This design comes from an exercise in tuning for small area on the open sky130 flow, not from production work. Function was checked by simulation only, so behaviour that the tests miss may differ from the original. Power figures rest on the tool's default switching activity, not on a simulated workload.

$ cat config.mk
export PLATFORM = sky130hd
export DESIGN_NAME = DSP_48
export DESIGN_NICKNAME = DSP_48
export VERILOG_FILES = /design/flow/design.v
export SDC_FILE = /design/flow/constraint.sdc
export NUM_CORES = 4
export LEC_CHECK = 0
export CAP_MARGIN = 20
export CORE_MARGIN = 2
export CORE_UTILIZATION = 40
export SLEW_MARGIN = 20
$ cat constraint.sdc
create_clock -name core_clock -period 7.5 [get_ports {CLK}]
set_input_delay 1.5000 -clock core_clock [delete_from_list [all_inputs] [get_ports {CLK}]]
set_output_delay 1.5000 -clock core_clock [all_outputs]
set_load 0.01 [all_outputs]
$ cat design.v
module DSP_48#(
    parameter A0REG = 0,           
    parameter A1REG = 1,           
    parameter B0REG = 0,           
    parameter B1REG = 1,           
    parameter CREG = 1,            
    parameter DREG = 1,            
    parameter MREG = 1,            
    parameter PREG = 1,            
    parameter CARRYINREG = 1,      
    parameter CARRYOUTREG = 1,     
    parameter OPMODEREG = 1,       
    parameter CARRYINSEL = "OPMODE5", 
    parameter B_INPUT = "DIRECT",
    parameter RSSTYPE ="SYNC"  
) (
    input  [17:0] A,        
    input  [17:0] B,        
    input  [47:0] C,       
    input  [17:0] D,        
    input         CARRYIN,  
    output [35:0] M,        
    output [47:0] P,        
    output        CARRYOUT, 
    output        CARRYOUTF,
    input         CLK,      
    input  [7:0]  OPMODE,   
    input         CEA,      
    input         CEB,      
    input         CEC,      
    input         CECARRYIN,
    input         CED,      
    input         CEM,      
    input         CEOPMODE, 
    input         CEP,      
    input         RSTA,    
    input         RSTB,     
    input         RSTC,     
    input         RSTCARRYIN, 
    input         RSTD,     
    input         RSTM,     
    input         RSTOPMODE,  
    input         RSTP,     
    input  [17:0] BCIN,     
    output [17:0] BCOUT,    
    input  [47:0] PCIN,     
    output [47:0] PCOUT     
);
    reg [17:0] A0_reg, A1_reg;
    reg [17:0] B0_reg, B1_reg;
    reg [47:0] C_reg;
    reg [17:0] D_reg;
    reg        CARRYIN_reg;
    reg        CARRYOUT_reg;
    reg [7:0]  OPMODE_reg;
    reg [35:0] M_reg;
    reg [47:0] P_reg;
    wire [17:0] A0_wire, A1_wire;
    wire [17:0] B0_wire, B1_wire,B2_wire;
    wire [47:0] C_wire;
    wire [17:0] D_wire;
    wire        CARRYIN_wire;
    wire [7:0]  OPMODE_wire;
    wire [17:0] B_mux_out;
    wire        CARRYIN_mux_out;
    wire [17:0] pre_adder_result;
    wire [35:0] mult_result;
    wire [35:0] M_wire;
    wire [47:0] X_mux_out;
    wire [47:0] Z_mux_out;
    wire [47:0] post_adder_result;
    wire [47:0] P_wire;
    wire        carryout_wire, cyo;
    wire [47:0] DAB_concat;
    assign B_mux_out = (B_INPUT=="DIRECT") ? B:BCIN;
    generate
    if(RSSTYPE =="SYNC") begin
    always @(posedge CLK) begin
        if (RSTB)
            B0_reg <= 18'b0;
        else if (CEB)
            B0_reg <= B_mux_out;
    end
    end
    else begin
    always @(posedge CLK or posedge RSTB) begin
        if (RSTB)
            B0_reg <= 18'b0;
        else if (CEB)
            B0_reg <= B_mux_out;
    end
    end
    endgenerate
    assign B0_wire = (B0REG == 1) ? B0_reg : B_mux_out;
    generate
    if(RSSTYPE =="SYNC")begin
    always @(posedge CLK) begin
        if (RSTD)
            D_reg <= 18'b0;
        else if (CED)
            D_reg <= D;
    end
    end
    else begin
    always @(posedge CLK or posedge RSTD) begin
        if (RSTD)
            D_reg <= 18'b0;
        else if (CED)
            D_reg <= D;
    end
    end
    endgenerate
    assign D_wire = (DREG == 1) ? D_reg : D;
    generate
    if(RSSTYPE =="SYNC")begin
    always @(posedge CLK) begin
        if (RSTC)
            C_reg <= 18'b0;
        else if (CEC)
            C_reg <= C;
    end
  end
    else begin
    always @(posedge CLK or posedge RSTC) begin
        if (RSTC)
            C_reg <= 18'b0;
        else if (CEC)
            C_reg <= C;
    end
    end
    endgenerate
    assign C_wire = (CREG == 1) ? C_reg : C;
    generate
    if(RSSTYPE =="SYNC")begin
    always @(posedge CLK) begin
        if (RSTA)
            A0_reg <= 18'b0;
        else if (CEA)
            A0_reg <= A;
    end
    end
    else begin
    always @(posedge CLK or posedge RSTA) begin
        if (RSTA)
            A0_reg <= 18'b0;
        else if (CEA)
            A0_reg <= A;
    end
    end
    endgenerate
    assign A0_wire = (A0REG == 1) ? A0_reg : A;
    generate
    if(RSSTYPE =="SYNC")begin
    always @(posedge CLK) begin
        if (RSTOPMODE)
            OPMODE_reg <= 18'b0;
        else if (CEOPMODE)
            OPMODE_reg <= OPMODE;
    end
    end
    else begin
    always @(posedge CLK or posedge RSTOPMODE) begin
        if (RSTOPMODE)
            OPMODE_reg <= 18'b0;
        else if (CEA)
            OPMODE_reg <= OPMODE;
    end
    end
    endgenerate
    assign OPMODE_wire = (OPMODEREG == 1) ? OPMODE_reg : OPMODE;
    assign DAB_concat = {D_wire[11:0], A0_wire, B0_wire};
    assign pre_adder_result = (OPMODE_wire[6] == 0) ? D_wire + B0_wire : D_wire - B0_wire; 
     assign B1_wire = (OPMODE_wire[4] == 0) ? B0_wire : pre_adder_result;
    generate
    if(RSSTYPE =="SYNC")begin
    always @(posedge CLK) begin
        if (RSTB)
            B1_reg <= 18'b0;
        else if (CEB)
            B1_reg <= B1_wire;
    end
    end
    else begin
    always @(posedge CLK or posedge RSTB) begin
        if (RSTB)
            B1_reg <= 18'b0;
        else if (CEA)
            B1_reg <= B1_wire;
    end
    end
    endgenerate
assign B2_wire = (B1REG==1) ? B1_reg : B1_wire ;
    assign BCOUT = B2_wire;
    generate
    if(RSSTYPE =="SYNC")begin
    always @(posedge CLK) begin
        if (RSTA)
            A1_reg <= 18'b0;
        else if (CEA)
            A1_reg <= A0_wire;
    end
    end
    else begin
    always @(posedge CLK or posedge RSTA) begin
        if (RSTA)
            A1_reg <= 18'b0;
        else if (CEA)
            A1_reg <= A0_wire;
    end
    end
    endgenerate
    assign A1_wire = (A1REG == 1) ? A1_reg : A0_wire;
    assign mult_result = A1_wire * B2_wire;
    generate
        if(CARRYINSEL == "OPMODE5")
            assign CARRYIN_mux_out = OPMODE_wire[5];
        else
            assign CARRYIN_mux_out = CARRYIN;
    endgenerate
    generate
    if(RSSTYPE =="SYNC")begin
    always @(posedge CLK) begin
        if (RSTCARRYIN)
            CARRYIN_reg <= 18'b0;
        else if (CECARRYIN)
            CARRYIN_reg <= CARRYIN_mux_out;
    end
    end
    else begin
    always @(posedge CLK or posedge RSTCARRYIN) begin
        if (RSTCARRYIN)
            CARRYIN_reg <= 18'b0;
        else if (CECARRYIN)
            CARRYIN_reg <= CARRYIN_mux_out;
    end
    end
    endgenerate
    assign CARRYIN_wire = (CARRYINREG == 1) ? CARRYIN_reg : CARRYIN_mux_out;
    generate
    if(RSSTYPE =="SYNC")begin
    always @(posedge CLK) begin
        if (RSTM)
            M_reg <= 18'b0;
        else if (CEM)
            M_reg <= mult_result ;
    end
    end
    else begin
    always @(posedge CLK or posedge RSTM) begin
        if (RSTM)
            M_reg <= 18'b0;
        else if (CEM)
            M_reg <= mult_result;
    end
    end
    endgenerate
    assign M_wire = (MREG == 1) ? M_reg : mult_result;
    assign M = M_wire;
    assign X_mux_out = (OPMODE_wire[1:0] == 2'b00) ? 48'b0 :
                      (OPMODE_wire[1:0] == 2'b01) ? M_wire :
                      (OPMODE_wire[1:0] == 2'b10) ? P_wire :
                      (OPMODE_wire[1:0] == 2'b11) ? DAB_concat : 48'b0;
    assign Z_mux_out = (OPMODE_wire[3:2] == 2'b00) ? 48'b0 :
                      (OPMODE_wire[3:2] == 2'b01) ? PCIN :
                      (OPMODE_wire[3:2] == 2'b10) ? P_wire :
                      (OPMODE_wire[3:2] == 2'b11) ? C_wire : 48'b0;
    assign {cyo, post_adder_result} = (OPMODE_wire[7] == 0) ? 
                                     Z_mux_out + X_mux_out + {47'b0, CARRYIN_wire} : 
                                     Z_mux_out - X_mux_out - {47'b0, CARRYIN_wire};
    generate
    if(RSSTYPE =="SYNC")begin
    always @(posedge CLK) begin
        if (RSTP)
            P_reg <= 18'b0;
        else if (CEP)
            P_reg <= post_adder_result ;
    end
    end
    else begin
    always @(posedge CLK or posedge RSTP) begin
        if (RSTP)
            P_reg <= 18'b0;
        else if (CEP)
            P_reg <= post_adder_result;
    end
    end
    endgenerate
    assign P_wire = (PREG == 1) ? P_reg : post_adder_result;
    assign P = P_wire;
    assign PCOUT = P_wire;
    generate
    if(RSSTYPE =="SYNC")begin
    always @(posedge CLK) begin
        if (RSTCARRYIN)
            CARRYOUT_reg <= 18'b0;
        else if (CECARRYIN)
            CARRYOUT_reg <= cyo ;
    end
    end
    else begin
    always @(posedge CLK or posedge RSTM) begin
        if (RSTCARRYIN)
            CARRYOUT_reg <= 18'b0;
        else if (CECARRYIN)
            CARRYOUT_reg <= cyo;
    end
    end
    endgenerate
    assign CARRYOUT_wire = (CARRYOUTREG == 1) ? CARRYOUT_reg : cyo;
    assign CARRYOUT = CARRYOUT_wire;
    assign CARRYOUTF = CARRYOUT_wire;
endmodule
$ cat run.sh
#!/bin/bash
# synth_recipe.tcl (not shown) runs the flow's synth.tcl, then flattens the netlist and writes it again
# the make line also repeats each setting of config.mk as NAME=value (left out here)
make -C /OpenROAD-flow-scripts/flow DESIGN_CONFIG=/design/flow/config.mk WORK_HOME=/design/flow/orfs CLKGATE_MAP_FILE= SYNTH_SCRIPT=/design/flow/synth_recipe.tcl finish
### Port wiring

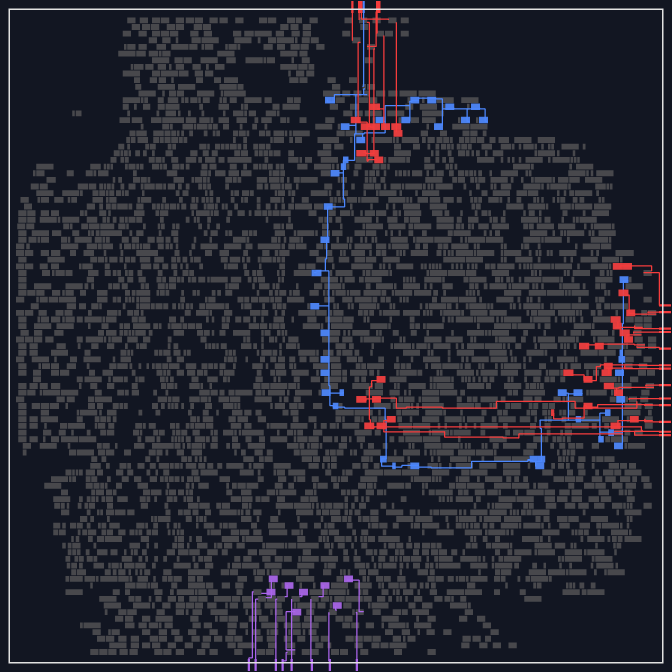
- purple: OPMODE (bits 8; direction input; edge bottom; end cells 8; wire 251 µm)
- red: A (bits 18; direction input; edge 13 right, 5 top; end cells 36; wire 1050 µm)
- blue: CEM (bits 1; direction input; edge top; end cells 45; wire 595 µm)
IO Port Bufs: 326
IO Pins: 346

### Cells coloured by class

Bar = 100 µm.
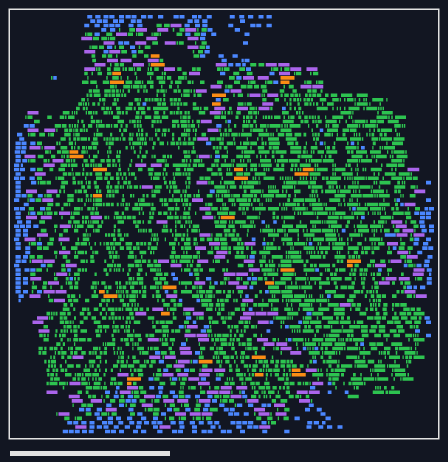
- blue: remaining buffers and delay cells (cells 385; share of their area 12%)
- green: remaining logic cells (cells 2921; share of their area 73%)
- orange: clock drivers and dummy loads (cells 32; share of their area 2.1%)
- purple: registers (cells 196; share of their area 13%)
Core Area: 68470 µm²
row cnt: 96
Core Util, Final: 46.77%
cell area after layout: 32020 µm²
Seq/total area: 12.29%

==> out/qor.yml <==
clock_network:
  ctsResizeCount: 0
  cts_buffers: 17
  cts_setup_buffers: 0
  cts_num_sinks: 196
  ctsHoldBuffers: 0
  htreeDepth: 4
place:
  gp_congestion: 0.9435
  placedCellCount: 4384
  place_area_um2: 31370
  place_hpwl_um: 74220
synthesis:
  yosysWarnings: 2
  synth-seq-cells: 196
  synth_mux_area_share_pct: 9.174
  synth_area_um2: 27600
  ys_async_sr_fraction_pct: 0
  synth_fa_ha_area_share_pct: 31.03
  synthTopCellsByArea: "fa_1 (19%), dfxtp_1 (14%), ha_1 (12%)"
  synthFlopType: "dfxtp_1"
  seq_area_frac_synth_pct: 14.21
  synth_compound_gate_area_share_pct: 15.74
  synth_top_cells_by_count: "inv_1 (460), nor2_1 (294), nand2_1 (288)"
  syn_area_per_cell_um2: 8.247
  synth_most_common_cell: "inv_1"
  synthXorXnorAreaFrac_pct: 4.252
  synthesis.instances: 3347
  synth_top_area_share_pct: 18.93
drt:
  dr_total_vias: 23764
  ant_nets: 0
  highest_layer: "met4"
  drtPass1Iterations: 5
  drc: 0
  met3_length_um: 5270
power_and_ir_drop:
  intPower_w: 0.002685
  p_leak_nw: 14.85
  clkPwrFrac_pct: 21.9
  peakVddDrop_mv: 0.1290
  seqPwrFrac_pct: 26.8
  p_comb_share_pct: 51.3
  swShare_pct: 44.43
layout:
  nMultiInputCombCells: 2461
  seqCellArea_um2: 3935
  fillers: 6768
  clkbuf_count: 17
  drive_gt1_share_pct: 6.310
  dominant_cells: "multi-input combinational cells"
  multiInputGateArea_um2: 20920
  seq_cells: 196
  antenna_cells: 0
global_route:
  grt_pass1_vias: 24334
  grt_max_degree: 50
  grt_use_met2_pct: 45.32
  grt_first_pass_wirelength_um: 143400
  grt_overflow: 0
worst_setup_path:
  r2r-start: "A1_reg[2]"
  crit_path_frequent_cell: "fa_1"
  worst-setup-path-type: "flip-flop to flip-flop"
  cp-endpoint: "M_reg[35]"
  rrSetupSlack_ps: 570
  cp.required_ps: 7860
  cp_top_family: "adder cells"
floorplanning:
  initial_core_util_pct: 40.32
  die_w_um: 266.7
  die_area_um2: 71130
  die_y_um: 266.7
timing:
  setup_viol: 0
  fin_hold_ws_ps: 494.2
  rsz0062_at_grt: "false"
  tightest_slew_ps: 1027
  drv_slew: 0
  period_share_pct: 92.39
  setup_ws_ps: 570.6
  relSlewSlack_pct: 31.29
outcome:
  outcome: "finished clean"
hold_path:
  worstHoldStart: "B1_reg[8]"
### Path with the least slack

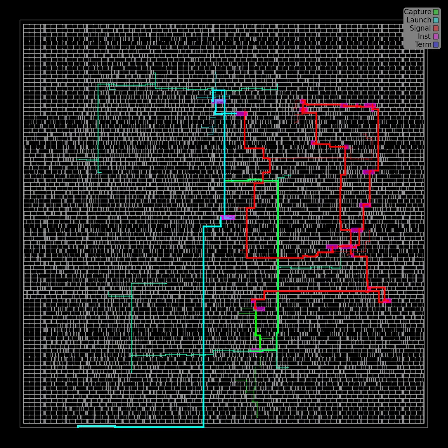
non-filler instance count after layout: 4416
min Tclk post-route: 6929 ps
Fin Setup TNS: 0 ps

### Close-up of the layout

Region (123, 70) to (143, 90) µm. Cells in grey, sequential cells in the stronger grey; small squares are vias.
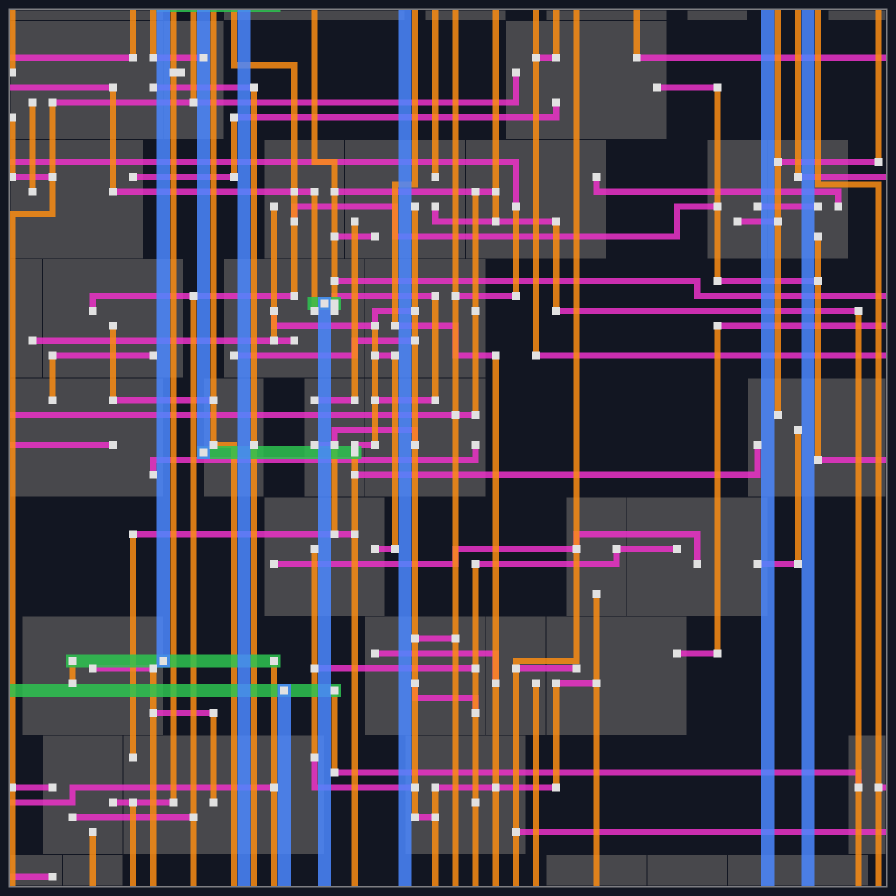
- orange: M2
- magenta: M1
- green: M3
- blue: M4
- most frequent: xnor2_1 (4), nor2_1 (4), mux2i_1 (3)
- cells with their middle in the window: 26
- sequential cells in the window: 0

-- power by group through the flow --
stage	registers [W]	logic, W	clock network, W
after floorplan	0.00124	0.00167	0
after global placement	0.00132	0.00246	0
after detailed placement	0.00132	0.00246	0
after CTS	0.00129	0.00248	0.00109
after global routing	0.00131	0.00274	0.00112
final	0.00130	0.00248	0.00106
-- layout by cell type, fill, tap and decap left out, types with 19 or more instances in the layout --
| cell | n |
|---|---|
| a211oi_1 | 52 |
| nor2b_1 | 30 |
| mux2_2 | 84 |
| xor2_1 | 38 |
| and2_1 | 152 |
| nand2_1 | 288 |
| a31oi_1 | 23 |
| nand2b_1 | 23 |
| inv_1 | 460 |
| mux2i_1 | 157 |
| clkdlybuf4s50_1 | 319 |
| a21o_1 | 44 |
| a21oi_1 | 162 |
| a22o_1 | 60 |
| o21ai_0 | 74 |
| buf_4 | 59 |
| dfxtp_1 | 187 |
| nand3_1 | 41 |
| a22oi_1 | 35 |
| nor3_1 | 35 |
| fa_1 | 261 |
| o21bai_1 | 30 |
| o21ai_1 | 19 |
| xnor2_1 | 96 |
| ha_1 | 267 |
| nor2_1 | 294 |

[port drivers added, routing unchanged]
Ports are ideal in the flow. The routed layout listed here was re-timed in OpenROAD. Step 1 assumes that a clkbuf_16 drives the clock port and a buf_2 every other input. Step 2 adds t to the input delays and takes it off the output delays; t is the mean of the earliest and latest rising clock arrival at the registers after step 1. Input paths then give back, and output paths get back, about the clock's delay inside the block. Three values: ideal, step 1, step 2; two values: the first two.
t, ns: 0.570
setup WS [ns]: 0.571 / 0.571 / 0.571
hold WS [ns]: 0.494 / 0.494 / 0.494
clock arrival spread, ns: 0.022 / 0.023
After both steps setup and hold are still met in this run. For this run, drivers alone change the setup slack by 0.000 ns; drivers and shift together by 0.000 ns.
